What follows belongs to an exercise in optimizing a design on an open flow for small area and a short achievable clock period; a production flow would make more cautious choices. Only simulation tests tie the RTL to the original design; equivalence was not proved.

==> design/flow/design.v <==
module CPU_wrapper (
    input  logic        ACLK,
    input  logic        ARESETn,
    output logic [4-1:0]   ARID_M0,
    output logic [32-1:0] ARADDR_M0,
    output logic [4-1:0]  ARLEN_M0,
    output logic [3-1:0] ARSIZE_M0,
    output logic [1:0]                ARBURST_M0,
    output logic                      ARVALID_M0,
    input  logic                      ARREADY_M0,
    input  logic [4-1:0]   RID_M0,
    input  logic [32-1:0] RDATA_M0,
    input  logic [1:0]                RRESP_M0,
    input  logic                      RLAST_M0,
    input  logic                      RVALID_M0,
    output logic                      RREADY_M0,
    output logic [4-1:0]   ARID_M1,
    output logic [32-1:0] ARADDR_M1,
    output logic [4-1:0]  ARLEN_M1,
    output logic [3-1:0] ARSIZE_M1,
    output logic [1:0]                ARBURST_M1,
    output logic                      ARVALID_M1,
    input  logic                      ARREADY_M1,
    input  logic [4-1:0]   RID_M1,
    input  logic [32-1:0] RDATA_M1,
    input  logic [1:0]                RRESP_M1,
    input  logic                      RLAST_M1,
    input  logic                      RVALID_M1,
    output logic                      RREADY_M1,
    output logic [4-1:0]   AWID_M1,
    output logic [32-1:0] AWADDR_M1,
    output logic [4-1:0]  AWLEN_M1,
    output logic [3-1:0] AWSIZE_M1,
    output logic [1:0]                AWBURST_M1,
    output logic                      AWVALID_M1,
    input  logic                      AWREADY_M1,
    output logic [32-1:0] WDATA_M1,
    output logic [4-1:0] WSTRB_M1,
    output logic                      WLAST_M1,
    output logic                      WVALID_M1,
    input  logic                      WREADY_M1,
    input  logic [4-1:0]   BID_M1,
    input  logic [1:0]                BRESP_M1,
    input  logic                      BVALID_M1,
    output logic                      BREADY_M1
);
    typedef enum logic [1:0] {
        IDLE_M0        = 2'd0,
        ReadAddress_M0 = 2'd1,
        ReadData_M0    = 2'd2
    } m0_state_t;
    typedef enum logic [2:0] {
        IDLE_M1          = 3'd0,
        AddressPhase_M1  = 3'd1,
        ReadData_M1      = 3'd2,
        WriteData_M1     = 3'd3,
        WriteResponse_M1 = 3'd4
    } m1_state_t;
    m0_state_t                 CurrentState_M0, NextState_M0;
    m1_state_t                 CurrentState_M1, NextState_M1;
    logic [32-1:0] WriteData_CPU, Instr_CPU, ReadData_CPU;
    logic [32-1:0] IM_A_CPU, DM_A_CPU;
    logic                      DM_CEB_CPU, IM_CEB_CPU, DM_WEB_CPU;
    logic [4-1:0] DM_BWEB_CPU;
    logic                      IM_stall, DM_stall;
    logic [4-1:0]  WLEN, Wcount;
    always_ff @(posedge ACLK or posedge ARESETn)
        if (ARESETn)  CurrentState_M0 <= IDLE_M0;
        else           CurrentState_M0 <= NextState_M0;
    always_comb begin
        case (CurrentState_M0)
            IDLE_M0:                                    NextState_M0 = ReadAddress_M0;
            ReadAddress_M0: begin
                if (ARREADY_M0 && ARVALID_M0)           NextState_M0 = ReadData_M0;
                else                                    NextState_M0 = CurrentState_M0;
            end
            ReadData_M0: begin
                if (RREADY_M0 && RLAST_M0 && RVALID_M0) NextState_M0 = ReadAddress_M0;
                else                                    NextState_M0 = CurrentState_M0;
            end
            default:                                    NextState_M0 = IDLE_M0;
        endcase
    end
    always_comb begin
        if (CurrentState_M0 == ReadAddress_M0) begin
            ARID_M0    = 4'd0;
            ARADDR_M0  = IM_A_CPU;
            ARLEN_M0   = 4'h0;
            ARSIZE_M0  = 3'b010;
            ARBURST_M0 = 2'h1;
            ARVALID_M0 = ~IM_CEB_CPU;
        end
        else begin
            ARID_M0    = 4'd0;
            ARADDR_M0  = 32'd0;
            ARLEN_M0   = 4'h0;
            ARSIZE_M0  = 3'b010;
            ARBURST_M0 = 2'h1;
            ARVALID_M0 = 1'b0;
        end
    end
    assign Instr_CPU   = (RVALID_M0 && RREADY_M0) ? RDATA_M0 : 32'd0;
    assign RREADY_M0   = (CurrentState_M0 == ReadData_M0);
    always_ff @(posedge ACLK or posedge ARESETn)
        if (ARESETn)  CurrentState_M1 <= IDLE_M1;
        else           CurrentState_M1 <= NextState_M1;
    always_comb begin
        case (CurrentState_M1)
            IDLE_M1:                                                                NextState_M1 = AddressPhase_M1;
            AddressPhase_M1: begin
                if      (~DM_CEB_CPU && ~DM_WEB_CPU && AWVALID_M1 && AWREADY_M1)    NextState_M1 = WriteData_M1;
                else if (~DM_CEB_CPU && DM_WEB_CPU && ARVALID_M1 && ARREADY_M1)     NextState_M1 = ReadData_M1;
                else                                                                NextState_M1 = CurrentState_M1;
            end
            ReadData_M1: begin
                if (RREADY_M1 && RLAST_M1 && RVALID_M1)                             NextState_M1 = AddressPhase_M1;
                else                                                                NextState_M1 = CurrentState_M1;
            end
            WriteData_M1: begin
                if (WREADY_M1 && WLAST_M1 && WVALID_M1)                             NextState_M1 = WriteResponse_M1;
                else                                                                NextState_M1 = CurrentState_M1;
            end
            WriteResponse_M1: begin
                if (BVALID_M1 && BREADY_M1)                                         NextState_M1 = AddressPhase_M1;
                else                                                                NextState_M1 = CurrentState_M1;
            end
            default:                                                                NextState_M1 = IDLE_M1;
        endcase
    end
    always_comb begin
        if (CurrentState_M1 == AddressPhase_M1) begin
            ARID_M1    = 4'd0;
            ARADDR_M1  = DM_A_CPU;
            ARLEN_M1   = 4'h0;
            ARSIZE_M1  = 3'b010;
            ARBURST_M1 = 2'h1;
            ARVALID_M1 = (~DM_CEB_CPU && DM_WEB_CPU);
            AWID_M1    = 4'd0;
            AWADDR_M1  = DM_A_CPU;
            AWLEN_M1   = 4'h0;
            AWSIZE_M1  = 3'b010;
            AWBURST_M1 = 2'h1;
            AWVALID_M1 = (~DM_CEB_CPU && ~DM_WEB_CPU);
        end
        else begin
            ARID_M1    = 4'd0;
            ARADDR_M1  = 32'h0001_0000;
            ARLEN_M1   = 4'h0;
            ARSIZE_M1  = 3'b010;
            ARBURST_M1 = 2'h1;
            ARVALID_M1 = 1'b0;
            AWID_M1    = 4'd0;
            AWADDR_M1  = 32'h0001_0000;
            AWLEN_M1   = 4'h0;
            AWSIZE_M1  = 3'b010;
            AWBURST_M1 = 2'h1;
            AWVALID_M1 = 1'b0;
        end
    end
    assign ReadData_CPU = (RVALID_M1 && RREADY_M1) ? RDATA_M1 : 32'd0;
    assign RREADY_M1    = (CurrentState_M1 == ReadData_M1);
    always_comb begin
        if (CurrentState_M1 == WriteData_M1) begin
            WLAST_M1  = (Wcount == WLEN);
            WVALID_M1 = 1'b1;
            WSTRB_M1  = DM_BWEB_CPU;
            WDATA_M1  = WriteData_CPU;
        end
        else begin
            WLAST_M1  = 1'b0;
            WVALID_M1 = 1'b0;
            WSTRB_M1  = 4'd0;
            WDATA_M1  = 32'd0;
        end
    end
    assign BREADY_M1 = (CurrentState_M1 == WriteResponse_M1);
    always_ff @(posedge ACLK or posedge ARESETn) begin
        if (ARESETn) begin
            WLEN            <= 4'd0;
            Wcount          <= 4'd0;
        end
        else begin
            if ((CurrentState_M1 == AddressPhase_M1) && AWVALID_M1 && AWREADY_M1) begin
                WLEN           <= AWLEN_M1;
            end
            if ((CurrentState_M1 == WriteData_M1) && WREADY_M1) begin
                if (Wcount == WLEN) Wcount <= 4'd0;
                else                Wcount <= Wcount + 4'd1;
            end
        end
    end
    always_comb begin
        IM_stall = 1'b0;
        case (CurrentState_M0)
            ReadAddress_M0: IM_stall = ~(IM_CEB_CPU);
            ReadData_M0:    IM_stall = ~(RVALID_M0 && RREADY_M0 && RLAST_M0);
            default:        IM_stall = 1'b0;
        endcase
    end
    always_comb begin
        DM_stall = 1'b0;
        if (~DM_CEB_CPU) begin
            case (CurrentState_M1)
                AddressPhase_M1:  DM_stall = 1'b1;
                ReadData_M1:      DM_stall = ~(RVALID_M1 && RREADY_M1 && RLAST_M1);
                WriteData_M1:     DM_stall = 1'b1;
                WriteResponse_M1: DM_stall = ~(BVALID_M1 && BREADY_M1);
                default:          DM_stall = 1'b0;
            endcase
        end else begin
            DM_stall = 1'b0;
        end
    end
CPU CPU (
    .clk       (ACLK            ),
    .rst       (ARESETn        ),
    .Instr     (Instr_CPU       ),
    .ReadData  (ReadData_CPU    ),
    .IM_stall  (IM_stall        ),
    .DM_stall  (DM_stall        ),
    .PC        (IM_A_CPU        ),
    .DM_A      (DM_A_CPU        ),
    .WriteData (WriteData_CPU   ),
    .DM_CEB    (DM_CEB_CPU      ),
    .IM_CEB    (IM_CEB_CPU      ),
    .DM_WEB    (DM_WEB_CPU      ),
    .DM_BWEB   (DM_BWEB_CPU     )
);
endmodule
module CPU (
    input  logic        clk,
    input  logic        rst,
    input  logic [31:0] Instr,
    input  logic [31:0] ReadData,
    input  logic        IM_stall,
    input  logic        DM_stall,
    output logic [31:0] PC,
    output logic [31:0] DM_A,
    output logic [31:0] WriteData,
    output logic        DM_CEB,
    output logic        IM_CEB,
    output logic        DM_WEB,
    output logic [ 3:0] DM_BWEB
);
    logic           stall,        jb,            wrongBranch;
    logic [31:0]    F_pc;
    logic           F_predictTaken;
    logic [15:0]    F_predictedTarget;
    logic           IMEnable;
    logic [31:0]    D_pc;
    logic [31:0]    D_inst;
    logic           D_PredictTaken;
    logic [ 4:0]    D_rs1,        D_rs2,        D_rd;
    logic [ 4:0]    D_op;
    logic [ 3:0]    D_func;
    logic           D_is_mtype,   D_is_fsub;
    logic [ 1:0]    D_csrOp;
    logic [31:0]    D_rs1_data,   D_rs2_data,   data1,        data2,        fdata1,       fdata2,       D_rs1_regData,D_rs2_regData;
    logic [31:0]    D_sext_imm;
    logic           D_fwdA,       D_fwdB;
    logic           D_use_rs1,    D_use_rs2;
    logic           D_use_frs1,   D_use_frs2;
    logic [ 4:0]    E_rs1,        E_rs2,        E_rd;
    logic [ 4:0]    E_op;
    logic [ 3:0]    E_func;
    logic           E_is_mtype,   E_is_fsub;
    logic [ 1:0]    E_csrOp;
    logic [31:0]    E_pc;
    logic [31:0]    E_rs1_data,   E_rs2_data;
    logic [31:0]    E_sext_imm;
    logic           E_PredictTaken;
    logic [ 1:0]    E_fwdA,       E_fwdB,       E_updateEnable;
    logic           E_aluSelA,    E_aluSelB,    E_jbSelA;
    logic           E_csrEnable,  E_correctTargetSel;
    logic [31:0]    ALU_src1,     ALU_src2;
    logic [31:0]    jbSrcA;
    logic [31:0]    rs1Data,      rs2Data;
    logic [31:0]    aluOut,       fpuOut,       csrOut;
    logic [31:0]    E_aluOut;
    logic [31:0]    E_correctTarget;
    logic [31:0]    jbTarget;
    logic [ 4:0]    M_rd;
    logic [ 4:0]    M_op;
    logic [ 2:0]    M_func3;
    logic [31:0]    M_aluOut;
    logic [31:0]    M_rs2_data;
    logic           DMEnable;
    logic [ 4:0]    W_rd;
    logic [ 4:0]    W_op;
    logic [ 2:0]    W_func3;
    logic [31:0]    W_aluOut;
    logic [31:0]    W_ReadData;
    logic           W_wbSel;
    logic           W_wbEnable;
    logic           W_fwbEnable;
    logic [31:0]    W_wbData;
    logic [31:0]    loadData;
    branchPredictorGshare branchPredictorGshare (
        .clk                (clk),
        .rst                (rst),
        .IM_stall           (IM_stall),
        .DM_stall           (DM_stall),
        .fetchPc            (F_pc[15:0]),
        .exBranchType       (E_updateEnable),
        .exTaken            (jb),
        .exTarget           (jbTarget[15:0]),
        .exPc               (E_pc[15:0]),
        .fetchHit           (F_predictTaken),
        .fetchTarget        (F_predictedTarget)
    );
    pcUnit pcu (
        .clk                (clk),
        .rst                (rst),
        .stall              (stall),
        .IM_stall           (IM_stall),
        .DM_stall           (DM_stall),
        .mispredict         (wrongBranch),
        .predictTaken       (F_predictTaken),
        .predictedTarget    (F_predictedTarget),
        .correctTarget      (E_correctTarget),
        .pc                 (F_pc)
    );
    always_ff @(posedge clk or posedge rst) begin
        if (rst) begin
            IMEnable    <= 1'b0;
        end else if (~IM_stall && DM_stall) begin
            IMEnable    <= 1'b0;
        end else if (~(IM_stall || DM_stall))begin
            IMEnable    <= 1'b1;
        end
    end
    always_comb begin
        IM_CEB = ~IMEnable;
        PC = F_pc;
    end
    IFID ifid (
        .clk                (clk),
        .rst                (rst),
        .stall              (stall),
        .IM_stall           (IM_stall),
        .DM_stall           (DM_stall),
        .flush              (wrongBranch),
        .F_pc               (F_pc),
        .F_inst             (Instr),
        .F_PredictTaken     (F_predictTaken),
        .D_pc               (D_pc),
        .D_inst             (D_inst),
        .D_PredictTaken     (D_PredictTaken)
    );
    controlID ctrid (
        .W_op               (W_op),
        .W_rd               (W_rd),
        .D_op               (D_op),
        .D_rs1              (D_rs1),
        .D_rs2              (D_rs2),
        .D_fwdA             (D_fwdA),
        .D_fwdB             (D_fwdB),
        .D_use_rs1          (D_use_rs1),
        .D_use_rs2          (D_use_rs2),
        .D_use_frs1         (D_use_frs1),
        .D_use_frs2         (D_use_frs2)
    );
    decoder decoder (
        .inst               (D_inst),
        .rs1_index          (D_rs1),
        .rs2_index          (D_rs2),
        .rd_index           (D_rd),
        .opcode             (D_op),
        .func               (D_func),
        .is_mtype           (D_is_mtype),
        .is_fsub            (D_is_fsub),
        .csrOp              (D_csrOp)
    );
    immGenerator immGenerator (
        .opcode             (D_op),
        .inst               (D_inst),
        .imm                (D_sext_imm)
    );
    regFile regFile (
        .clk                (clk),
        .rst                (rst),
        .rs1_index          (D_rs1),
        .rs2_index          (D_rs2),
        .w_index            (W_rd),
        .w_data             (W_wbData),
        .w_en               (W_wbEnable),
        .data1              (data1),
        .data2              (data2)
    );
    fpRegFile fpRegFile (
        .clk                (clk),
        .rst                (rst),
        .rs1_index          (D_rs1),
        .rs2_index          (D_rs2),
        .w_index            (W_rd),
        .w_data             (W_wbData),
        .w_en               (W_fwbEnable),
        .data1              (fdata1),
        .data2              (fdata2)
    );
    always_comb begin
        D_rs1_regData = D_use_frs1 ? fdata1 : data1;
        D_rs2_regData = D_use_frs2 ? fdata2 : data2;
        D_rs1_data = D_fwdA ? W_wbData : D_rs1_regData;
        D_rs2_data = D_fwdB ? W_wbData : D_rs2_regData;
    end
    IDEX idex (
        .clk                (clk),
        .rst                (rst),
        .IM_stall           (IM_stall),
        .DM_stall           (DM_stall),
        .flush              (wrongBranch | stall),
        .D_pc               (D_pc),
        .D_op               (D_op),
        .D_func             (D_func),
        .D_rd               (D_rd),
        .D_rs1              (D_rs1),
        .D_rs2              (D_rs2),
        .D_is_mtype         (D_is_mtype),
        .D_is_fsub          (D_is_fsub),
        .D_csrOp            (D_csrOp),
        .D_rs1_data         (D_rs1_data),
        .D_rs2_data         (D_rs2_data),
        .D_sext_imm         (D_sext_imm),
        .D_PredictTaken     (D_PredictTaken),
        .E_pc               (E_pc),
        .E_op               (E_op),
        .E_func             (E_func),
        .E_rd               (E_rd),
        .E_rs1              (E_rs1),
        .E_rs2              (E_rs2),
        .E_is_mtype         (E_is_mtype),
        .E_is_fsub          (E_is_fsub),
        .E_csrOp            (E_csrOp),
        .E_rs1_data         (E_rs1_data),
        .E_rs2_data         (E_rs2_data),
        .E_sext_imm         (E_sext_imm),
        .E_PredictTaken     (E_PredictTaken)
    );
    controlEX ctrex (
        .D_rs1              (D_rs1),
        .D_rs2              (D_rs2),
        .E_op               (E_op),
        .E_rd               (E_rd),
        .E_rs1              (E_rs1),
        .E_rs2              (E_rs2),
        .E_func             (E_func),
        .M_op               (M_op),
        .M_rd               (M_rd),
        .W_op               (W_op),
        .W_rd               (W_rd),
        .D_use_rs1          (D_use_rs1),
        .D_use_rs2          (D_use_rs2),
        .D_use_frs1         (D_use_frs1),
        .D_use_frs2         (D_use_frs2),
        .branchFlag         (E_aluOut[0]),
        .E_PredictTaken     (E_PredictTaken),
        .jb                 (jb),
        .stall              (stall),
        .csrEnable          (E_csrEnable),
        .wrongBranch        (wrongBranch),
        .E_correctTargetSel (E_correctTargetSel),
        .E_updateEnable     (E_updateEnable),
        .E_fwdA             (E_fwdA),
        .E_fwdB             (E_fwdB),
        .E_aluSelA          (E_aluSelA),
        .E_aluSelB          (E_aluSelB),
        .E_jbSelA           (E_jbSelA)
    );
    always_comb begin
        case (E_fwdA)
            2'd0: rs1Data = E_rs1_data;
            2'd1: rs1Data = M_aluOut;
            2'd2: rs1Data = W_wbData;
            default: rs1Data = 32'd0;
        endcase
        case (E_fwdB)
            2'd0: rs2Data = E_rs2_data;
            2'd1: rs2Data = M_aluOut;
            2'd2: rs2Data = W_wbData;
            default: rs2Data = 32'd0;
        endcase
    end
    always_comb begin
        ALU_src1 = E_aluSelA ? E_pc : rs1Data;
        ALU_src2 = E_aluSelB ? E_sext_imm : rs2Data;
    end
    alu alu (
        .src1               (ALU_src1),
        .src2               (ALU_src2),
        .opcode             (E_op),
        .func               (E_func),
        .is_mtype           (E_is_mtype),
        .aluOut             (aluOut)
    );
    fpu fpu (
        .src1               (rs1Data),
        .src2               (rs2Data),
        .sub                (E_is_fsub),
        .fpuOut             (fpuOut)
    );
    csrFile csrFile (
        .clk                (clk),
        .rst                (rst),
        .enable             (E_csrEnable),
        .stall              (stall),
        .IM_stall           (IM_stall),
        .DM_stall           (DM_stall),
        .wrongBranch        (wrongBranch),
        .csrOp              (E_csrOp),
        .csrOut             (csrOut)
    );
    always_comb begin
        E_aluOut = (E_op == 5'b10100) ? fpuOut :
                   (E_csrEnable ? csrOut : aluOut);  
    end
    assign jbSrcA = (E_jbSelA) ? rs1Data : E_pc;
    jbUnit jbu (
        .src1               (jbSrcA),
        .src2               (E_sext_imm),
        .jbTarget           (jbTarget)
    );
    assign E_correctTarget = (E_correctTargetSel) ? (E_pc + 32'd4) :jbTarget;
    EXMEM exmem (
        .clk                (clk),
        .rst                (rst),
        .IM_stall           (IM_stall),
        .DM_stall           (DM_stall),
        .E_op               (E_op),
        .E_func             (E_func),
        .E_rd               (E_rd),
        .E_aluOut           (E_aluOut),
        .E_rs2_data         (rs2Data),
        .M_op               (M_op),
        .M_func3            (M_func3),
        .M_rd               (M_rd),
        .M_aluOut           (M_aluOut),
        .M_rs2_data         (M_rs2_data)
    );
    always_ff @(posedge clk or posedge rst) begin
        if (rst) begin
            DMEnable    <= 1'b0;
        end else if (IM_stall && ~DM_stall) begin
            DMEnable    <= 1'b0;
        end else if (~(IM_stall || DM_stall))begin
            DMEnable    <= ((E_op == 5'b00000) && (E_rd != 5'd0)) || (E_op == 5'b00001) || (E_op == 5'b01000) || (E_op == 5'b01001);
        end
    end
    always_comb begin
        DM_A = M_aluOut;
        DM_CEB = ~DMEnable;
        DM_WEB = ~(M_op == 5'b01000 || M_op == 5'b01001);
    end
    storeFilter storeFilter (
        .byteOffset         (M_aluOut[1:0]),
        .opcode             (M_op),
        .func3              (M_func3),
        .storeData          (M_rs2_data),
        .memData            (WriteData),
        .memWriteMask       (DM_BWEB)
    );
    MEMWB memwb (
        .clk                (clk),
        .rst                (rst),
        .IM_stall           (IM_stall),
        .DM_stall           (DM_stall),
        .M_op               (M_op),
        .M_rd               (M_rd),
        .M_func3            (M_func3),
        .M_aluOut           (M_aluOut),
        .M_ReadData         (ReadData),
        .W_op               (W_op),
        .W_rd               (W_rd),
        .W_func3            (W_func3),
        .W_aluOut           (W_aluOut),
        .W_ReadData         (W_ReadData)
    );
    controlWB ctrwb (
        .W_op               (W_op),
        .W_wbSel            (W_wbSel),
        .W_wbEnable         (W_wbEnable),
        .W_fwbEnable        (W_fwbEnable)
    );
    loadFilter loadFilter (
        .byteOffset         (W_aluOut[1:0]),
        .memData            (W_ReadData),
        .func3              (W_func3),
        .loadData           (loadData)
    );
    always_comb begin
        W_wbData = W_wbSel ? loadData : W_aluOut;
    end
endmodule
module controlID (
    input  logic [4:0] W_op,
    input  logic [4:0] W_rd,
    input  logic [4:0] D_op,
    input  logic [4:0] D_rs1,
    input  logic [4:0] D_rs2,
    output logic D_fwdA,
    output logic D_fwdB,
    output logic D_use_rs1,
    output logic D_use_rs2,
    output logic D_use_frs1,
    output logic D_use_frs2
);
    logic W_use_rd;
    logic W_use_frd;
    assign W_use_rd  = (W_op == 5'b01100 || W_op == 5'b00000 || W_op == 5'b00100 || W_op == 5'b00101 || W_op == 5'b01101 || W_op == 5'b11001 || W_op == 5'b11011 || W_op == 5'b11100);
    assign W_use_frd = (W_op == 5'b00001 || W_op == 5'b10100);
    assign D_use_rs1  = (D_op == 5'b01100 || D_op == 5'b00100 || D_op == 5'b00000 || D_op == 5'b11001 || D_op == 5'b01000 || D_op == 5'b11000 || D_op == 5'b00001 || D_op == 5'b01001 || D_op == 5'b11100);
    assign D_use_rs2  = (D_op == 5'b01100 || D_op == 5'b01000 || D_op == 5'b11000);
    assign D_use_frs1 = (D_op == 5'b10100);
    assign D_use_frs2 = (D_op == 5'b10100 || D_op == 5'b01001);
    always_comb begin
        D_fwdA = (W_rd == D_rs1) & ((D_use_rs1 & W_use_rd & W_rd != 5'd0) | (D_use_frs1 & W_use_frd));
        D_fwdB = (W_rd == D_rs2) & ((D_use_rs2 & W_use_rd & W_rd != 5'd0) | (D_use_frs2 & W_use_frd));
    end
endmodule
module controlEX (
    input logic [4:0] D_rs1,
    input logic [4:0] D_rs2,
    input logic [4:0] E_op,
    input logic [4:0] E_rd,
    input logic [4:0] E_rs1,
    input logic [4:0] E_rs2,
    input logic [3:0] E_func,
    input logic [4:0] M_op,
    input logic [4:0] M_rd,
    input logic [4:0] W_op,
    input logic [4:0] W_rd,
    input logic D_use_rs1,
    input logic D_use_rs2,
    input logic D_use_frs1,
    input logic D_use_frs2,
    input logic branchFlag,
    input logic E_PredictTaken,
    output logic jb,
    output logic stall,
    output logic csrEnable,
    output logic wrongBranch,
    output logic E_correctTargetSel,
    output logic [1:0] E_updateEnable,
    output logic [1:0] E_fwdA,
    output logic [1:0] E_fwdB,
    output logic E_aluSelA,
    output logic E_aluSelB,
    output logic E_jbSelA
);
    logic E_use_rs1;
    logic E_use_rs2;
    logic E_use_frs1;
    logic E_use_frs2;
    logic M_use_rd;
    logic M_use_frd;
    logic W_use_rd;
    logic W_use_frd;
    logic D_rs1_E_rd_hazard;
    logic D_rs2_E_rd_hazard;
    logic D_rs1_E_rd_hazardF;
    logic D_rs2_E_rd_hazardF;
    assign E_use_rs1  = (E_op == 5'b01100 || E_op == 5'b00100 || E_op == 5'b00000 || E_op == 5'b11001 || E_op == 5'b01000 || E_op == 5'b11000 || E_op == 5'b00001 || E_op == 5'b01001);
    assign E_use_rs2  = (E_op == 5'b01100 || E_op == 5'b11000 || E_op == 5'b01000);
    assign E_use_frs1 = (E_op == 5'b10100);
    assign E_use_frs2 = (E_op == 5'b10100 || E_op == 5'b01001);
    assign M_use_rd   = (M_op == 5'b01100 || M_op == 5'b00000 || M_op == 5'b00100 || M_op == 5'b00101 || M_op == 5'b01101 || M_op == 5'b11001 || M_op == 5'b11011 || M_op == 5'b11100);
    assign M_use_frd  = (M_op == 5'b10100 || M_op == 5'b00001);
    assign W_use_rd   = (W_op == 5'b01100 || W_op == 5'b00000 || W_op == 5'b00100 || W_op == 5'b00101 || W_op == 5'b01101 || W_op == 5'b11001 || W_op == 5'b11011 || W_op == 5'b11100);
    assign W_use_frd  = (W_op == 5'b10100 || W_op == 5'b00001);
    always_comb begin
        if (E_rs1 == M_rd &&
           ((E_use_rs1 && M_use_rd && M_rd != 5'd0) || (E_use_frs1 && M_use_frd)))
            E_fwdA = 2'd1;
        else if (E_rs1 == W_rd &&
           ((E_use_rs1 && W_use_rd && W_rd != 5'd0) || (E_use_frs1 && W_use_frd)))
            E_fwdA = 2'd2;
        else
            E_fwdA = 2'd0;
    end
    always_comb begin
        if (E_rs2 == M_rd &&
           ((E_use_rs2 && M_use_rd && M_rd != 5'd0) || (E_use_frs2 && M_use_frd)))
            E_fwdB = 2'd1;
        else if (E_rs2 == W_rd &&
           ((E_use_rs2 && W_use_rd && W_rd != 5'd0) || (E_use_frs2 && W_use_frd)))
            E_fwdB = 2'd2;
        else
            E_fwdB = 2'd0;
    end
    assign D_rs1_E_rd_hazard   = D_use_rs1 && E_rd != 5'd0 && D_rs1 == E_rd;
    assign D_rs2_E_rd_hazard   = D_use_rs2 && E_rd != 5'd0 && D_rs2 == E_rd;
    assign D_rs1_E_rd_hazardF  = D_use_frs1 && D_rs1 == E_rd;
    assign D_rs2_E_rd_hazardF  = D_use_frs2 && D_rs2 == E_rd;
    assign stall = ((E_op == 5'b00000) && (D_rs1_E_rd_hazard || D_rs2_E_rd_hazard)) ||
                   ((E_op == 5'b00001) && (D_rs1_E_rd_hazardF || D_rs2_E_rd_hazardF));
    assign E_aluSelA = (E_op == 5'b00101 || E_op == 5'b11011 || E_op == 5'b11001);
    assign E_aluSelB = (E_op == 5'b01100 || E_op == 5'b11000) ? 1'b0 : 1'b1;
    assign jb                 = (E_op == 5'b11000) ? branchFlag : (E_op == 5'b11011 || E_op == 5'b11001);
    assign E_jbSelA           = (E_op == 5'b11001);
    assign wrongBranch        = jb ^ E_PredictTaken;
    assign E_correctTargetSel = !jb & E_PredictTaken;
    always_comb begin
        case (E_op)
            5'b11000: E_updateEnable = 2'b10;   
            5'b11011:    E_updateEnable = 2'b01;   
            default:    E_updateEnable = 2'b00;   
        endcase
        end
    assign csrEnable = ((E_op == 5'b11100) && (E_rs1 == 5'd0) && (E_func[3:1] == 3'b010));
endmodule
module controlWB (
    input  [4:0] W_op,
    output logic W_wbSel,
    output logic W_wbEnable,
    output logic W_fwbEnable
);
    assign W_wbSel = (W_op == 5'b00000 || W_op == 5'b00001);
    assign W_wbEnable = (W_op == 5'b01101   || W_op == 5'b00101 || W_op == 5'b11011 || W_op == 5'b11001  || W_op == 5'b00000 || W_op == 5'b00100 || W_op == 5'b01100 || W_op == 5'b11100);
    assign W_fwbEnable = (W_op == 5'b10100 || W_op == 5'b00001);
endmodule
module IFID (
    input  logic        clk,
    input  logic        rst,
    input  logic        stall,
    input  logic        IM_stall,
    input  logic        DM_stall,
    input  logic        flush,
    input  logic [31:0] F_pc,
    input  logic [31:0] F_inst,
    input  logic        F_PredictTaken,
    output logic [31:0] D_pc,
    output logic [31:0] D_inst,
    output logic        D_PredictTaken
);
    logic [31:0]        buffer;
    logic               valid;
    always_ff @(posedge clk or posedge rst) begin
        if (rst) begin
            D_pc <= 32'd0;
            D_PredictTaken <= 1'b0;
            D_inst <= 32'd0;
            buffer <= 32'd0;
            valid  <= 1'b0;
        end else if (~IM_stall && DM_stall && valid == 1'b0) begin
            buffer <= F_inst;
            valid  <= 1'b1;
        end else if (IM_stall || DM_stall) begin
            D_pc <= D_pc;
            D_PredictTaken <= D_PredictTaken;
            D_inst <= D_inst;
        end else if (flush) begin
            D_pc <= 32'd0;
            D_PredictTaken <= 1'b0;
            D_inst <= 32'h00000013;
            buffer <= 32'd0;
            valid <= 1'b0;
        end else if (~stall) begin
            D_pc <= F_pc;
            D_PredictTaken <= F_PredictTaken;
            D_inst <= (valid) ? buffer :F_inst;
            buffer <= 32'd0;
            valid <= 1'b0;
        end
    end
endmodule
module IDEX (
    input  logic        clk,
    input  logic        rst,
    input  logic        IM_stall,
    input  logic        DM_stall,
    input  logic        flush,
    input  logic [31:0] D_pc,
    input  logic [4:0]  D_op,
    input  logic [3:0]  D_func,
    input  logic [4:0]  D_rd,
    input  logic [4:0]  D_rs1,
    input  logic [4:0]  D_rs2,
    input  logic        D_is_mtype,
    input  logic        D_is_fsub,
    input  logic [1:0]  D_csrOp,
    input  logic [31:0] D_rs1_data,
    input  logic [31:0] D_rs2_data,
    input  logic [31:0] D_sext_imm,
    input  logic        D_PredictTaken,
    output logic [31:0] E_pc,
    output logic [4:0]  E_op,
    output logic [3:0]  E_func,
    output logic [4:0]  E_rd,
    output logic [4:0]  E_rs1,
    output logic [4:0]  E_rs2,
    output logic        E_is_mtype,
    output logic        E_is_fsub,
    output logic [1:0]  E_csrOp,
    output logic [31:0] E_rs1_data,
    output logic [31:0] E_rs2_data,
    output logic [31:0] E_sext_imm,
    output logic        E_PredictTaken
);
    always_ff @(posedge clk or posedge rst) begin
        if (rst) begin
            E_op            <= 5'd0;
            E_func          <= 4'd0;
            E_rd            <= 5'd0;
            E_rs1           <= 5'd0;
            E_rs2           <= 5'd0;
            E_is_mtype      <= 1'b0;
            E_is_fsub       <= 1'b0;
            E_csrOp         <= 2'd0;
            E_pc            <= 32'd0;
            E_rs1_data      <= 32'd0;
            E_rs2_data      <= 32'd0;
            E_sext_imm      <= 32'd0;
            E_PredictTaken  <= 1'b0;
        end else begin
            if (IM_stall || DM_stall) begin
                E_op           <= E_op;
                E_func         <= E_func;
                E_rd           <= E_rd;
                E_rs1          <= E_rs1;
                E_rs2          <= E_rs2;
                E_is_mtype     <= E_is_mtype;
                E_is_fsub      <= E_is_fsub;
                E_csrOp        <= E_csrOp;
                E_pc           <= E_pc;
                E_rs1_data     <= E_rs1_data;
                E_rs2_data     <= E_rs2_data;
                E_sext_imm     <= E_sext_imm;
                E_PredictTaken <= E_PredictTaken;
            end else if (flush) begin
                E_op            <= 5'b00100;
                E_func          <= 4'd0;
                E_rd            <= 5'd0;
                E_rs1           <= 5'd0;
                E_rs2           <= 5'd0;
                E_is_mtype      <= 1'b0;
                E_is_fsub       <= 1'b0;
                E_csrOp         <= 2'd0;
                E_pc            <= 32'd0;
                E_rs1_data      <= 32'd0;
                E_rs2_data      <= 32'd0;
                E_sext_imm      <= 32'd0;
                E_PredictTaken  <= 1'b0;
            end else begin
                E_op            <= D_op;
                E_func          <= D_func;
                E_rd            <= D_rd;
                E_rs1           <= D_rs1;
                E_rs2           <= D_rs2;
                E_is_mtype      <= D_is_mtype;
                E_is_fsub       <= D_is_fsub;
                E_csrOp         <= D_csrOp;
                E_pc            <= D_pc;
                E_rs1_data      <= D_rs1_data;
                E_rs2_data      <= D_rs2_data;
                E_sext_imm      <= D_sext_imm;
                E_PredictTaken  <= D_PredictTaken;
            end
        end
    end
endmodule
module EXMEM (
    input  logic        clk,
    input  logic        rst,
    input  logic        IM_stall,
    input  logic        DM_stall,
    input  logic [4:0]  E_op,
    input  logic [3:0]  E_func,
    input  logic [4:0]  E_rd,
    input  logic [31:0] E_aluOut,
    input  logic [31:0] E_rs2_data,
    output logic [4:0]  M_op,
    output logic [2:0]  M_func3,
    output logic [4:0]  M_rd,
    output logic [31:0] M_aluOut,
    output logic [31:0] M_rs2_data
);
    always_ff @(posedge clk or posedge rst) begin
        if (rst) begin
            M_aluOut    <= 32'd0;
            M_rs2_data  <= 32'd0;
            M_op        <= 5'd0;
            M_func3     <= 3'd0;
            M_rd        <= 5'd0;
        end else if (~(IM_stall || DM_stall))begin
            M_aluOut    <= E_aluOut;
            M_rs2_data  <= E_rs2_data;
            M_op        <= E_op;
            M_func3     <= E_func[3:1];
            M_rd        <= E_rd;
        end
    end
endmodule
module MEMWB (
    input  logic        clk,
    input  logic        rst,
    input  logic        IM_stall,
    input  logic        DM_stall,
    input  logic [4:0]  M_op,
    input  logic [4:0]  M_rd,
    input  logic [2:0]  M_func3,
    input  logic [31:0] M_aluOut,
    input  logic [31:0] M_ReadData,
    output logic [4:0]  W_op,
    output logic [4:0]  W_rd,
    output logic [2:0]  W_func3,
    output logic [31:0] W_aluOut,
    output logic [31:0] W_ReadData
);
    logic [31:0]        buffer;
    logic               valid;
    always_ff @(posedge clk or posedge rst) begin
        if (rst) begin
            W_aluOut    <= 32'd0;
            W_op        <= 5'd0;
            W_func3     <= 3'd0;
            W_rd        <= 5'd0;
            W_ReadData  <= 32'd0;
            buffer      <= 32'd0;
            valid       <= 1'b0;
        end else if (IM_stall && ~DM_stall && valid == 1'b0) begin
            buffer      <= M_ReadData;
            valid       <= 1'b1;
        end else if (~(IM_stall || DM_stall))begin
            W_aluOut    <= M_aluOut;
            W_op        <= M_op;
            W_func3     <= M_func3;
            W_rd        <= M_rd;
            W_ReadData  <= (valid) ? buffer : M_ReadData;
            buffer      <= 32'd0;
            valid       <= 1'b0;
        end
    end
endmodule
module pcUnit (
    input  logic        clk,
    input  logic        rst,
    input  logic        stall,
    input  logic        IM_stall,
    input  logic        DM_stall,
    input  logic        mispredict,
    input  logic        predictTaken,
    input  logic [15:0] predictedTarget,
    input  logic [31:0] correctTarget,
    output logic [31:0] pc
);
    logic [31:0] nextPc;
    logic [31:0] pcPlus4;
    assign pcPlus4 = pc + 32'd4;
    always_comb begin
        case ({mispredict, predictTaken})
            2'b10, 2'b11: nextPc = correctTarget;      
            2'b01:        nextPc = {16'd0, predictedTarget};    
            default:      nextPc = pcPlus4;            
        endcase
    end
    always_ff @(posedge clk or posedge rst) begin
        if (rst)
            pc <= 32'd0;
        else if (~(stall || IM_stall || DM_stall))
            pc <= nextPc;
    end
endmodule
module decoder (
    input  logic [31:0] inst,
    output logic [4:0]  rs1_index,
    output logic [4:0]  rs2_index,
    output logic [4:0]  rd_index,
    output logic [4:0]  opcode,
    output logic [3:0]  func,
    output logic        is_mtype,
    output logic        is_fsub,
    output logic [1:0]  csrOp
);
    always_comb begin
        rs1_index  = inst[19:15];
        rs2_index  = inst[24:20];
        rd_index   = inst[11:7];
        opcode     = inst[6:2];
        func       = {inst[14:12], inst[30]};
        is_mtype   = inst[25];
        is_fsub    = inst[27];
        csrOp      = {inst[27], inst[21]};
    end
endmodule
module regFile (
    input clk,
    input rst,
    input [4:0] rs1_index,
    input [4:0] rs2_index,
    input [4:0] w_index,
    input [31:0] w_data,
    input w_en,
    output logic [31:0] data1,
    output logic [31:0] data2
);
    integer i;
    logic [31:0] regs [0:31];
    always_ff @( posedge clk or posedge rst ) begin
        if (rst)
            for (i = 0; i < 32; i++)
                regs[i] <= 32'd0;
        else begin
            if (w_en && w_index != 5'd0)
                regs[w_index] <= w_data;
        end
    end
    always_comb begin
        data1 = regs[rs1_index];
        data2 = regs[rs2_index];
    end
endmodule
module fpRegFile (
    input clk,
    input rst,
    input [4:0] rs1_index,
    input [4:0] rs2_index,
    input [4:0] w_index,
    input [31:0] w_data,
    input w_en,
    output logic [31:0] data1,
    output logic [31:0] data2
);
    integer i;
    logic [31:0] fpRegs [0:31];
    always_ff @( posedge clk or posedge rst ) begin
        if (rst)
            for (i = 0; i < 32; i++)
                fpRegs[i] <= 32'd0;
        else begin
            if (w_en)
                fpRegs[w_index] <= w_data;
        end
    end
    always_comb begin
        data1 = fpRegs[rs1_index];
        data2 = fpRegs[rs2_index];
    end
endmodule
module immGenerator (
    input  logic [4:0]  opcode,
    input  logic [31:0] inst,
    output logic [31:0] imm
);
    always_comb begin
        case (opcode)
            5'b00000,
            5'b00100,
            5'b11001,
            5'b00001:  imm = {{20{inst[31]}}, inst[31:20]};
            5'b01000,
            5'b01001:  imm = {{20{inst[31]}}, inst[31:25], inst[11:7]};
            5'b11000: imm = {{20{inst[31]}}, inst[7], inst[30:25], inst[11:8], 1'b0};
            5'b00101,
            5'b01101:  imm = {inst[31:12], 12'd0};
            5'b11011:  imm = {{12{inst[31]}}, inst[19:12], inst[20],
                             inst[30:25], inst[24:21], 1'b0};
            default:  imm = 32'd0;
        endcase
    end
endmodule
module alu (
    input  [31:0] src1,
    input  [31:0] src2,
    input  [4:0]  opcode,
    input  [3:0]  func,
    input         is_mtype,
    output logic [31:0] aluOut
);
    logic [31:0] abs_src1, abs_src2;
    logic [63:0] abs_mul_res, mul_res;
    logic sign;
    logic [31:0] add_4_res, add_res, sub_res, xor_res, or_res, and_res;
    logic [31:0] slt_res, sltu_res, sll_res, srl_res, sra_res;
    always_comb begin : multiplication_block
        sign = 1'b0;
        case (func[3:1])
            3'b001: begin  
                abs_src1 = (src1 ^ {32{src1[31]}}) + {31'd0, src1[31]};
                abs_src2 = (src2 ^ {32{src2[31]}}) + {31'd0, src2[31]};
                sign = src1[31] ^ src2[31];
            end
            3'b010: begin  
                abs_src1 = (src1 ^ {32{src1[31]}}) + {31'd0, src1[31]};
                abs_src2 = src2;
                sign = src1[31];
            end
            3'b000, 3'b011: begin  
                abs_src1 = src1;
                abs_src2 = src2;
            end
            default: begin
                abs_src1 = 32'd0;
                abs_src2 = 32'd0;
            end
        endcase
        abs_mul_res = abs_src1 * abs_src2;
        mul_res = (abs_mul_res ^ {64{sign}}) + {63'd0, sign};
    end
    always_comb begin : operation_computations
        add_4_res = src1 + 4;
        add_res   = src1 + src2;
        sub_res   = src1 - src2;
        xor_res   = src1 ^ src2;
        or_res    = src1 | src2;
        and_res   = src1 & src2;
        sltu_res  = {31'd0, src1 < src2};
        srl_res   = src1 >> src2[4:0];
        sra_res   = $signed(src1) >>> src2[4:0];
        sll_res   = src1 << src2[4:0];
        slt_res   = {31'd0, $signed(src1) < $signed(src2)};
    end
    always_comb begin : output_selection
        case (opcode)
            5'b01100: begin
                if (is_mtype) begin
                    if (func[3:1] == 3'b000)
                        aluOut = mul_res[31:0];       
                    else
                        aluOut = mul_res[63:32];      
                end else begin
                    case ({func})
                        4'b0000:  aluOut = add_res;
                        4'b0001:  aluOut = sub_res;
                        4'b0010:  aluOut = sll_res;
                        4'b0100:  aluOut = slt_res;
                        4'b0110: aluOut = sltu_res;
                        4'b1000:  aluOut = xor_res;
                        4'b1010:  aluOut = srl_res;
                        4'b1011:  aluOut = sra_res;
                        4'b1100:   aluOut = or_res;
                        4'b1110:  aluOut = and_res;
                        default:    aluOut = 32'd0;
                    endcase
                end
            end
            5'b00000:  aluOut = add_res;  
            5'b00100: begin
                casez ({func})
                    4'b000?: aluOut = add_res;    
                    4'b0010: aluOut = sll_res;    
                    4'b010?: aluOut = slt_res;    
                    4'b011?: aluOut = sltu_res;   
                    4'b100?: aluOut = xor_res;    
                    4'b1010: aluOut = srl_res;    
                    4'b1011: aluOut = sra_res;    
                    4'b110?: aluOut = or_res;     
                    4'b111?: aluOut = and_res;    
                    default: aluOut = 32'd0;
                endcase
            end
            5'b01000: aluOut = add_res;  
            5'b11000: begin
                aluOut[31:1] = 31'd0;  
                case (func[3:1])
                    3'b000 : aluOut[0] = src1 == src2;
                    3'b001 : aluOut[0] = src1 != src2;
                    3'b100 : aluOut[0] = $signed(src1) < $signed(src2);
                    3'b101 : aluOut[0] = $signed(src1) >= $signed(src2);
                    3'b110: aluOut[0] = src1 < src2;
                    3'b111: aluOut[0] = src1 >= src2;
                    default: aluOut[0] = 1'b0;
                endcase
            end
            5'b00101: aluOut = add_res;
            5'b01101:   aluOut = src2;
            5'b11011:   aluOut = add_4_res;  
            5'b11001:  aluOut = add_4_res;  
            5'b00001: aluOut = add_res;  
            5'b01001: aluOut = add_res;  
            default: aluOut = 32'd0;
        endcase
    end
endmodule
module fpu (
    input [31:0] src1,
    input [31:0] src2,
    input sub,
    output logic [31:0] fpuOut
);
logic operation;
logic Comp_enable;
logic output_sign;
logic [31:0] operand_a, operand_b;
logic [23:0] significand_a,significand_b;
logic [7:0] exponent_diff;
logic [30:0] significand_a_shift, significand_b_shift;
logic [7:0] exponent_b_shift;
logic [31:0] significand_res;
logic [24:0] significand_round;
logic [4:0] shift;
assign {Comp_enable,operand_a,operand_b} = (src1[30:0] < src2[30:0]) ? {1'b1, src2, src1} : {1'b0, src1, src2};
assign fpuOut[31] = sub ? Comp_enable ? !operand_a[31] : operand_a[31] : operand_a[31] ;
assign operation = sub ? operand_a[31] ^ operand_b[31] : ~(operand_a[31] ^ operand_b[31]);
assign significand_a = (|operand_a[30:23]) ? {1'b1,operand_a[22:0]} : {1'b0,operand_a[22:0]};
assign significand_b = (|operand_b[30:23]) ? {1'b1,operand_b[22:0]} : {1'b0,operand_b[22:0]};
assign exponent_diff = operand_a[30:23] - operand_b[30:23];
assign significand_a_shift = {significand_a, 7'd0};
assign significand_b_shift = {significand_b, 7'd0} >> exponent_diff;
assign significand_res = (operation) ? ({1'b0, significand_a_shift} + {1'b0, significand_b_shift}) : ({1'b0, significand_a_shift} - {1'b0, significand_b_shift});
always_comb begin
    if (significand_res[6]) begin
        if(significand_res[7]) significand_round = significand_res[31:7] + 25'd1;
        else significand_round = significand_res[31:7] + {24'd0, (|significand_res[6:0])};
    end
    else significand_round = significand_res[31:7];
end
always_comb begin
    if (operation) begin  
        shift = 5'd0;
        if(significand_round[24]) begin
            fpuOut[22:0] = significand_round[23:1];
            fpuOut[30:23] = operand_a[30:23] + 8'd1;
        end
        else begin
            fpuOut[22:0] = significand_round[22:0];
            fpuOut[30:23] = operand_a[30:23];
        end
    end
    else begin  
        casez(significand_round)
            25'b0_1???_????_????_????_????_????: begin
                shift = 5'd0;
                fpuOut[22:0] = significand_round[22:0];
            end
            25'b0_01??_????_????_????_????_????: begin
                shift = 5'd1;
                fpuOut[22:0] = {significand_round[21:0], 1'd0};
            end
            25'b0_001z_????_????_????_????_????: begin
                shift = 5'd2;
                fpuOut[22:0] = {significand_round[20:0], 2'd0};
            end
            25'b0_0001_????_????_????_????_????: begin
                shift = 5'd3;
                fpuOut[22:0] = {significand_round[19:0], 3'd0};
            end
            25'b0_0000_1???_????_????_????_????: begin
                shift = 5'd4;
                fpuOut[22:0] = {significand_round[18:0], 4'd0};
            end
            25'b0_0000_01??_????_????_????_????: begin
                shift = 5'd5;
                fpuOut[22:0] = {significand_round[17:0], 5'd0};
            end
            25'b0_0000_001?_????_????_????_????: begin
                shift = 5'd6;
                fpuOut[22:0] = {significand_round[16:0], 6'd0};
            end
            25'b0_0000_0001_????_????_????_????: begin
                shift = 5'd7;
                fpuOut[22:0] = {significand_round[15:0], 7'd0};
            end
            25'b0_0000_0000_1???_????_????_????: begin
                shift = 5'd8;
                fpuOut[22:0] = {significand_round[14:0], 8'd0};
            end
            25'b0_0000_0000_01??_????_????_????: begin
                shift = 5'd9;
                fpuOut[22:0] = {significand_round[13:0], 9'd0};
            end
            25'b0_0000_0000_001?_????_????_????: begin
                shift = 5'd10;
                fpuOut[22:0] = {significand_round[12:0], 10'd0};
            end
            25'b0_0000_0000_0001_????_????_????: begin
                shift = 5'd11;
                fpuOut[22:0] = {significand_round[11:0], 11'd0};
            end
            25'b0_0000_0000_0000_1???_????_????: begin
                shift = 5'd12;
                fpuOut[22:0] = {significand_round[10:0], 12'd0};
            end
            25'b0_0000_0000_0000_01??_????_????: begin
                shift = 5'd13;
                fpuOut[22:0] = {significand_round[9:0], 13'd0};
            end
            25'b0_0000_0000_0000_001?_????_????: begin
                shift = 5'd14;
                fpuOut[22:0] = {significand_round[8:0], 14'd0};
            end
            25'b0_0000_0000_0000_0001_????_????: begin
                shift = 5'd15;
                fpuOut[22:0] = {significand_round[7:0], 15'd0};
            end
            25'b0_0000_0000_0000_0000_1???_????: begin
                shift = 5'd16;
                fpuOut[22:0] = {significand_round[6:0], 16'd0};
            end
            25'b0_0000_0000_0000_0000_01??_????: begin
                shift = 5'd17;
                fpuOut[22:0] = {significand_round[5:0], 17'd0};
            end
            25'b0_0000_0000_0000_0000_001?_????: begin
                shift = 5'd18;
                fpuOut[22:0] = {significand_round[4:0], 18'd0};
            end
            25'b0_0000_0000_0000_0000_0001_????: begin
                shift = 5'd19;
                fpuOut[22:0] = {significand_round[3:0], 19'd0};
            end
            25'b0_0000_0000_0000_0000_0000_1???: begin
                shift = 5'd20;
                fpuOut[22:0] = {significand_round[2:0], 20'd0};
            end
            25'b0_0000_0000_0000_0000_0000_01??: begin
                shift = 5'd21;
                fpuOut[22:0] = {significand_round[1:0], 21'd0};
            end
            25'b0_0000_0000_0000_0000_0000_001?: begin
                shift = 5'd22;
                fpuOut[22:0] = {significand_round[0], 22'd0};
            end
            25'b0_0000_0000_0000_0000_0000_0001: begin
                shift = 5'd23;
                fpuOut[22:0] = 23'd0;
            end
            default: begin
                shift = 5'd0;
                fpuOut[22:0] = 23'd0;
            end
        endcase
        fpuOut[30:23] = operand_a[30:23] - {3'd0, shift};
    end
end
endmodule
module jbUnit(
    input  [31:0] src1,
    input  [31:0] src2,
    output logic [31:0] jbTarget
);
    assign jbTarget = (src1 + src2) & (~32'd3);
endmodule
module csrFile (
    input clk,
    input rst,
    input enable,
    input IM_stall,
    input DM_stall,
    input stall,
    input wrongBranch,
    input [1:0] csrOp,
    output logic [31:0] csrOut
);
    logic [63:0] cycle;
    logic [63:0] instret;
    logic [63:0] instret_out;
    always_ff @(posedge clk or posedge rst) begin
        if (rst)
            instret <= 64'd0;
        else begin
            if (stall || IM_stall || DM_stall)
                instret <= instret;
            else if (wrongBranch)
                instret <= instret - 64'd1;
            else
                instret <= instret + 64'd1;
        end
    end
    assign instret_out = instret - 64'd2;
    always_ff @(posedge clk or posedge rst) begin
        if (rst)
            cycle <= 64'd0;
        else
            cycle <= cycle + 64'd1;
    end
    always_comb begin
        if (enable) begin
            case (csrOp)
                2'b11: csrOut = instret_out[63:32];
                2'b01:  csrOut = instret_out[31:0];
                2'b10:   csrOut = cycle[63:32];
                2'b00:    csrOut = cycle[31:0];
            endcase
        end else
            csrOut = 32'd0;
    end
endmodule
module loadFilter (
    input  [1:0]  byteOffset,
    input  [31:0] memData,
    input  [2:0]  func3,
    output logic [31:0] loadData
);
    logic [31:0] dataShiftByte;
    logic [31:0] dataShiftHalf;
    always_comb begin
        dataShiftByte = memData >> (byteOffset * 8);
        dataShiftHalf = memData >> (byteOffset[1] * 16);
        case (func3)
            3'b000:   loadData = {{24{dataShiftByte[7]}}, dataShiftByte[7:0]};
            3'b001:   loadData = {{16{dataShiftHalf[15]}}, dataShiftHalf[15:0]};
            3'b010:   loadData = memData;
            3'b100:  loadData = {24'd0, dataShiftByte[7:0]};
            3'b101:  loadData = {16'd0, dataShiftHalf[15:0]};
            default:     loadData = 32'd0;
        endcase
    end
endmodule
module storeFilter (
    input  logic [1:0]  byteOffset,
    input  logic [4:0]  opcode,
    input  logic [2:0]  func3,
    input  logic [31:0] storeData,
    output logic [31:0] memData,
    output logic [3:0]  memWriteMask
);
    always_comb begin
        memData      = 32'b0;
        memWriteMask = 4'b0000;
        if (opcode == 5'b01000) begin
            if (func3 == 3'b010) begin
                memWriteMask = 4'b1111;
                memData      = storeData;
            end
            else if (func3 == 3'b001) begin
                case (byteOffset)
                    2'b00: begin memWriteMask = 4'b0011;      memData = {16'd0, storeData[15:0]}; end
                    2'b01: begin memWriteMask = 4'b0011 << 1; memData = {8'd0, storeData[15:0], 8'd0}; end
                    2'b10: begin memWriteMask = 4'b0011 << 2; memData = {storeData[15:0], 16'd0}; end
                    default: begin
                        memWriteMask = 4'b0000;
                        memData      = 32'b0;
                    end
                endcase
            end
            else if (func3 == 3'b000) begin
                case (byteOffset)
                    2'b00: begin memWriteMask = 4'b0001;      memData = {24'd0, storeData[7:0]}; end
                    2'b01: begin memWriteMask = 4'b0001 << 1; memData = {16'd0, storeData[7:0], 8'd0}; end
                    2'b10: begin memWriteMask = 4'b0001 << 2; memData = {8'd0, storeData[7:0], 16'd0}; end
                    2'b11: begin memWriteMask = 4'b0001 << 3; memData = {storeData[7:0], 24'd0}; end
                endcase
            end
        end
        else if (opcode == 5'b01001) begin
            memWriteMask = 4'b1111;
            memData      = storeData;
        end
    end
endmodule
module branchPredictorGshare#(
    parameter int BTB_ENTRIES = 16,
    parameter int PHT_ENTRIES = 16
  ) (
    input  logic         clk,
    input  logic         rst,
    input  logic         IM_stall,
    input  logic         DM_stall,
    input  logic [15:0]  fetchPc,
    output logic         fetchHit,
    output logic [15:0]  fetchTarget,
    input  logic [1:0]   exBranchType,   
    input  logic         exTaken,
    input  logic [15:0]  exPc,
    input  logic [15:0]  exTarget
  );
  localparam int PC_WIDTH        = 16;
  localparam int LOW_IGNORED     = 2;
  localparam int GHR_WIDTH       = (PHT_ENTRIES > 1) ? $clog2(PHT_ENTRIES) : 1;
  localparam int BTB_INDEX_WIDTH = (BTB_ENTRIES > 1) ? $clog2(BTB_ENTRIES) : 1;
  localparam int BTB_TAG_WIDTH   = PC_WIDTH - BTB_INDEX_WIDTH - LOW_IGNORED;
  logic                     btb_valid  [BTB_ENTRIES-1:0];
  logic [BTB_TAG_WIDTH-1:0] btb_tag    [BTB_ENTRIES-1:0];
  logic [15:0]              btb_target [BTB_ENTRIES-1:0];
  logic                     btb_isJAL  [BTB_ENTRIES-1:0];
  logic [1:0] pht_mem [PHT_ENTRIES-1:0];
  logic [GHR_WIDTH-1:0] ghr,pcBitsGhrFetch,pcBitsGhrEx,phtIndexEx,phtIndexFetch;
  logic [BTB_INDEX_WIDTH-1:0] fetchIndex;
  logic [BTB_TAG_WIDTH-1:0]   fetchTag;
  logic [BTB_INDEX_WIDTH-1:0] exIndex;
  logic [BTB_TAG_WIDTH-1:0]   exTag;
  logic exHit;
  logic isJAL_fetch;
  logic [1:0] nextCount,count,countF;
  localparam [1:0]
             sTaken = 2'b10,
             wTaken = 2'b00,  
             wNtaken = 2'b01,
             sNtaken = 2'b11;
  assign exIndex        = exPc[BTB_INDEX_WIDTH + 1 : 2];
  assign exTag          = exPc[15 : BTB_INDEX_WIDTH + 2];
  assign pcBitsGhrFetch = fetchPc[GHR_WIDTH + 1 : 2];
  assign pcBitsGhrEx    = exPc[GHR_WIDTH + 1 : 2];
  assign phtIndexFetch  = pcBitsGhrFetch ^ ghr;
  assign phtIndexEx     = pcBitsGhrEx ^ ghr;
  assign count          = pht_mem[phtIndexEx];
  assign countF         = pht_mem[phtIndexFetch];
  assign fetchIndex     = fetchPc[BTB_INDEX_WIDTH + 1 : 2];
  assign fetchTag       = fetchPc[15 : BTB_INDEX_WIDTH + 2];
  assign exHit          = btb_valid[exIndex] && (btb_tag[exIndex] == exTag);
  assign isJAL_fetch    = btb_isJAL[fetchIndex];
  assign fetchHit       = btb_valid[fetchIndex] && (btb_tag[fetchIndex] == fetchTag) && (isJAL_fetch || !countF[0]);
  assign fetchTarget    = btb_target[fetchIndex];
  integer i;
  always_ff@(posedge clk or posedge rst)
  begin
    if (rst) begin
      ghr <= {GHR_WIDTH{1'b0}};   
      for (i = 0; i < BTB_ENTRIES; i=i+1) begin
          btb_valid[i]  <= 1'b0;
          btb_tag[i]    <= {BTB_TAG_WIDTH{1'b0}};
          btb_target[i] <= 16'b0;
          btb_isJAL[i]  <= 1'b0;
      end
      for (i = 0; i < PHT_ENTRIES; i=i+1) begin
          pht_mem[i] <= wTaken;  
      end
    end else if (~(IM_stall || DM_stall)) begin
      if (exBranchType == 2'b10) begin   
        ghr <= {ghr[GHR_WIDTH-1:1], exTaken};  
        if (exHit) begin
          pht_mem[phtIndexEx] <= nextCount;  
        end else begin
          btb_valid[exIndex]  <= 1'b1;
          btb_tag[exIndex]    <= exTag;
          btb_target[exIndex] <= exTarget;
          btb_isJAL[exIndex]  <= 1'b0;
          pht_mem[phtIndexEx] <= exTaken ? wTaken : wNtaken;  
        end
      end else if (exBranchType == 2'b01) begin   
        if (!exHit) begin
          btb_valid[exIndex]  <= 1'b1;
          btb_tag[exIndex]    <= exTag;
          btb_target[exIndex] <= exTarget;
          btb_isJAL[exIndex]  <= 1'b1;
        end
      end
    end
  end
  always_comb
  begin
    case (count)
      wTaken:
        nextCount = exTaken?sTaken:wNtaken;
      sTaken:
        nextCount = exTaken?count:wTaken;
      wNtaken:
        nextCount = exTaken?wTaken:sNtaken;
      sNtaken:
        nextCount = exTaken?wNtaken:count;
    endcase
  end
endmodule
==> design/flow/run.sh <==
#!/bin/bash
# synth_recipe.tcl (not shown) runs the flow's synth.tcl, then flattens the netlist and writes it again
# the make line also repeats each setting of config.mk as NAME=value (left out here)
make -C /OpenROAD-flow-scripts/flow DESIGN_CONFIG=/design/flow/config.mk WORK_HOME=/design/flow/orfs CLKGATE_MAP_FILE= SYNTH_SCRIPT=/design/flow/synth_recipe.tcl finish
==> design/flow/config.mk <==
export PLATFORM = sky130hd
export DESIGN_NAME = CPU_wrapper
export DESIGN_NICKNAME = CPU_wrapper
export VERILOG_FILES = /design/flow/design.v
export SDC_FILE = /design/flow/constraint.sdc
export NUM_CORES = 8
export LEC_CHECK = 0
export CAP_MARGIN = 40
export CORE_MARGIN = 2
export CORE_UTILIZATION = 40
export SLEW_MARGIN = 20
==> design/flow/constraint.sdc <==
create_clock -name core_clock -period 22.0 [get_ports {ACLK}]
set_input_delay 4.4000 -clock core_clock [delete_from_list [all_inputs] [get_ports {ACLK}]]
set_output_delay 4.4000 -clock core_clock [all_outputs]
set_load 0.01 [all_outputs]
==> images/floorplan.png <==
Drawn at 0.5 px/um. Pins as bars on the die edge. Tap cells in grey.
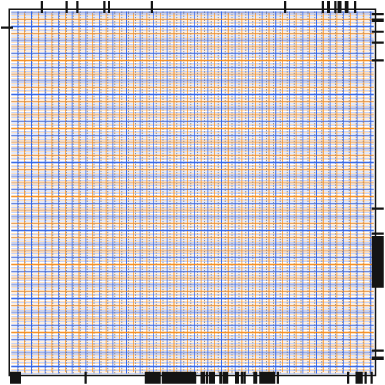
blue -> VSS
orange -> VDD
rows = 266
met1 rails = 267
met5 straps = 53

==> results.yml <==
global_routing:
  grt_pass1_vias: 196000
  grt_overflow: 0
  grt.busiest_layer: "met2"
  grt_pass1_wl_mm: 1510
  grt_use_total_pct: 39.5
  antenna_found_initial: 80
  met3_usage_pct: 15.5
  grt_max_degree: 184
  grtUsageMet2_pct: 54.7
floorplan:
  ioPinCount: 272
  die-area_sq_um: 532000
  die_y_um: 729
  rows: 266
  die_x_um: 729
  start_util_pct: 40.1
  design.core.area_sq_um: 525000
routing:
  wl_met3_mm: 157
  via_per_inst: 6.74
  vias: 211000
  dr.pass1.iters: 13
  dr_wl_met2_mm: 430
  drc: 0
  met1Wirelength_mm: 399
  top_layer_used: "met5"
  drtIter0Drc: 32400
  drt-total-wl_mm: 1090
critical_path:
  path_max_fanout: 67
  reg2reg_depth: 66
  worst-path-buf-inv: 4
  cp.arrival_ps: 20670
  crit_family: "compound AO/OA/AOI/OAI gates"
  max_stage_delay_ps: 770
  crit_slowest_cell: "o31ai_1"
  setup.worst_path.start: "CPU.memwb.W_op[1]"
  r2r_end: "CPU.exmem.M_aluOut[30]"
  critPathKind: "reg2reg"
  start_kind: "flop"
  cp-end-kind: "flop"
  crit_end: "CPU.exmem.M_aluOut[30]"
  rrSetupSlack_ps: 2130
  required_ps: 22790
  r2r-start: "CPU.memwb.W_op[1]"
synth:
  seq_area_frac_synth_pct: 36.9
  synth_cells: 24500
  synth_common_cells: "nand2_1, dfrtp_1, o21ai_0"
  synth_area_leaders: "dfrtp_1, fa_1, nand2_1"
  synth_top_area_share_pct: 36.9
  yosys_register_bits: 3104
  synth_ff_type: "dfrtp_1"
  yosysMostFrequentCell: "nand2_1"
  avgSynthCellArea_sq_um: 8.59
  async_reset_ff_share_pct: 100
  synth_area_sq_um: 210000
  synth_edf_count: 0
  synth.distinct_cells: 130
  yosysWarnings: 26
  synth_top_area_cell: "dfrtp_1"
sta:
  fmax_mhz: 50.3
  skew_ps: 128
  tightest_slew_ps: 1310
  fin_crit_sh_pct: 90.3
  slew_headroom_pct: 12.4
  hold_viol_final: 0
  rsz0062_at_grt: "false"
  fin_setup_tns_ps: 0
  setup_viol: 0
  setup_slack_ps: 2130
  slew_violations: 0
  fin_crit_ps: 19870
min_path:
  min_to: "CPU.regFile.regs[0][16]"
  hold_depth: 0
clock_network:
  cts_root_buf: "clkbuf_16"
  htree_levels: 5
  worstSkewPairLatency_ps: 1040
  numCtsBuffers: 330
  cts_resized: 0
  clock_sinks: 3104
  path_clk_slew_ps: 70
  cts_setup_buffers: 0
  ctsHoldBuffers: 0
  cts_tree: "built"
placement:
  port-buffer-count: 212
  dp.cells: 30500
  dpl_cell_area_sq_um: 224000
  dp_slack_ps: 2810
  place_congestion: 1.03
  dp_hpwl_mm: 703
final_layout:
  stdcell_area_sq_um: 236000
  area_growth_pct: 12.4
  drive_gt1_share_pct: 8.76
  final_nets: 25500
  nFillCells: 51200
  fin_util_pct: 45.1
run_status:
  outcome: "timing/DRC/antenna clean"
run:
  cap_violations: 0
Testbench counts, summed over its fixed seeds: kcycles 915.
==> images/class_map.png <==
Drawn at 1 px/um. Fill, decap, tap and diode cells in grey.
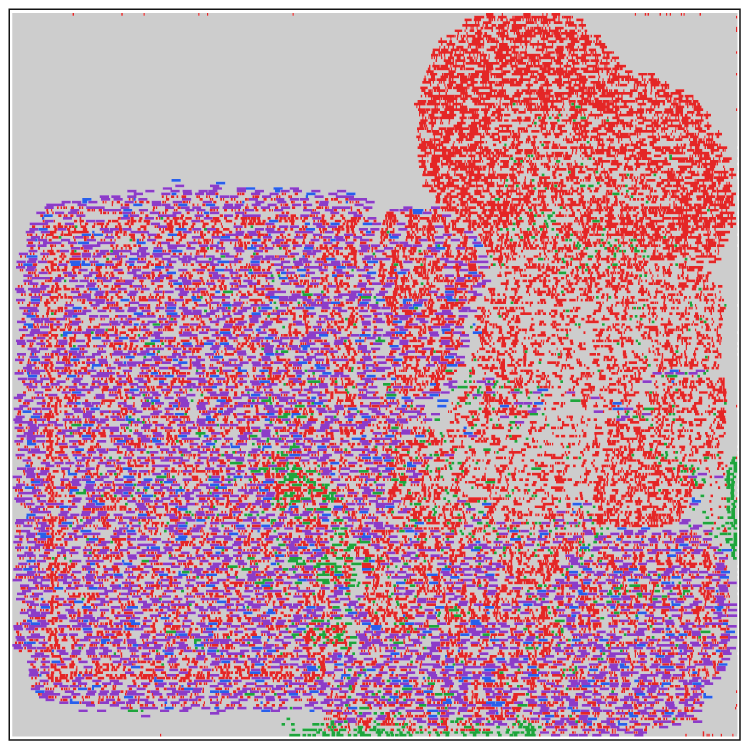
green -> remaining buffers and delay cells  # cells 1,201, share of their area 5.1%
blue -> clock drivers and dummy loads  # cells 598, share of their area 5.1%
red -> remaining logic cells  # cells 19,309, share of their area 56%
purple -> registers  # cells 3,104, share of their area 34%

==> cell families (layout without fill, tap and decap cells) <==
kind of cell / count (synthesis) / in the layout / share of synthesized area, %
flip-flops: 3104 / 3104 / 36.9
buffers and inverters: 3339 / 3007 / 6.11
XOR/XNOR: 685 / 685 / 2.87
other: 2 / 121 / 0.00357
AND/OR/NAND/NOR: 8001 / 8001 / 16.4
adder cells (fa/ha/maj): 1457 / 1457 / 11.9
multiplexers: 321 / 321 / 1.88
AO/OA/AOI/OAI: 7598 / 7598 / 24.0
==> final cells by class <==
type / instances / area [sq um] / share of cell area, %
Clock inverter: 141 / 2080 / 0.878
Inverter: 1208 / 4540 / 1.92
Clock buffer: 457 / 9580 / 4.05
Sequential cell: 3104 / 77700 / 32.8
Tap cell: 6968 / 8720 / 3.69
Antenna cell: 82 / 205 / 0.0868
Multi-Input combinational cell: 18100 / 122000 / 51.6
Timing Repair Buffer: 1201 / 11700 / 4.95
==> cells in the final DEF (no fill, tap or decap), types with 105 or more instances in the layout <==
cell type,Yosys,layout
nand2_1,4698,4632
dfrtp_1,3104,3097
o21ai_0,3031,3011
nor2_1,1371,1272
inv_1,1192,1187
fa_1,901,901
a22o_1,873,873
a221oi_1,864,864
a21oi_1,822,813
buf_4,76,727
a22oi_1,700,699
ha_1,556,555
xnor2_1,483,476
nand4_1,376,376
nand3_1,354,350
clkbuf_16,0,332
nor3_1,303,296
clkdlybuf4s50_1,0,212
xor2_1,198,190
and2_1,185,185
mux2i_1,165,162
and3_1,141,141
nand2b_1,114,114
mux2_2,105,105
or3_1,105,105
==> per-stage QoR <==
step,hold slack [ps]
2_1_floorplan,438
3_3_place_gp,387
3_5_place_dp,394
4_1_cts,407
5_1_grt,413
6_report,407
==> sequential cells by signal, indices dropped and copies added, names as in the netlist, 64 cells and up <==
signal,cells
CPU.branchPredictorGshare.btb_tag,160
CPU.csrFile.cycle,64
CPU.fpRegFile.fpRegs,1024
CPU.branchPredictorGshare.btb_target,224
CPU.csrFile.instret,64
CPU.regFile.regs,1024

## port drivers added, routing unchanged
No port has a modelled driver above. Below, the same layout with a new extraction and two added sets of constraints.
Step 1 sets driving cells, clkbuf_16 on the clock port and buf_2 on the other inputs (assumed; they add their load-dependent delay and slew).
Step 2 also shifts input and output timing later by t, the mid clock arrival at the registers, as if the neighbouring blocks saw the same clock.
Slacks: no drivers / after step 1 / after step 2; pairs: no drivers / after step 1.
shift t [ns]: 1.103
setup slack, ns: 2.128 / 2.128 / 2.128
worst setup path after step 2: register to register
slew at the worst register clock pin (ns): 0.08 / 0.08
After both steps setup and hold are still met in this run. The setup slack of this run moves by 0.000 ns with the drivers and by 0.000 ns with both steps.
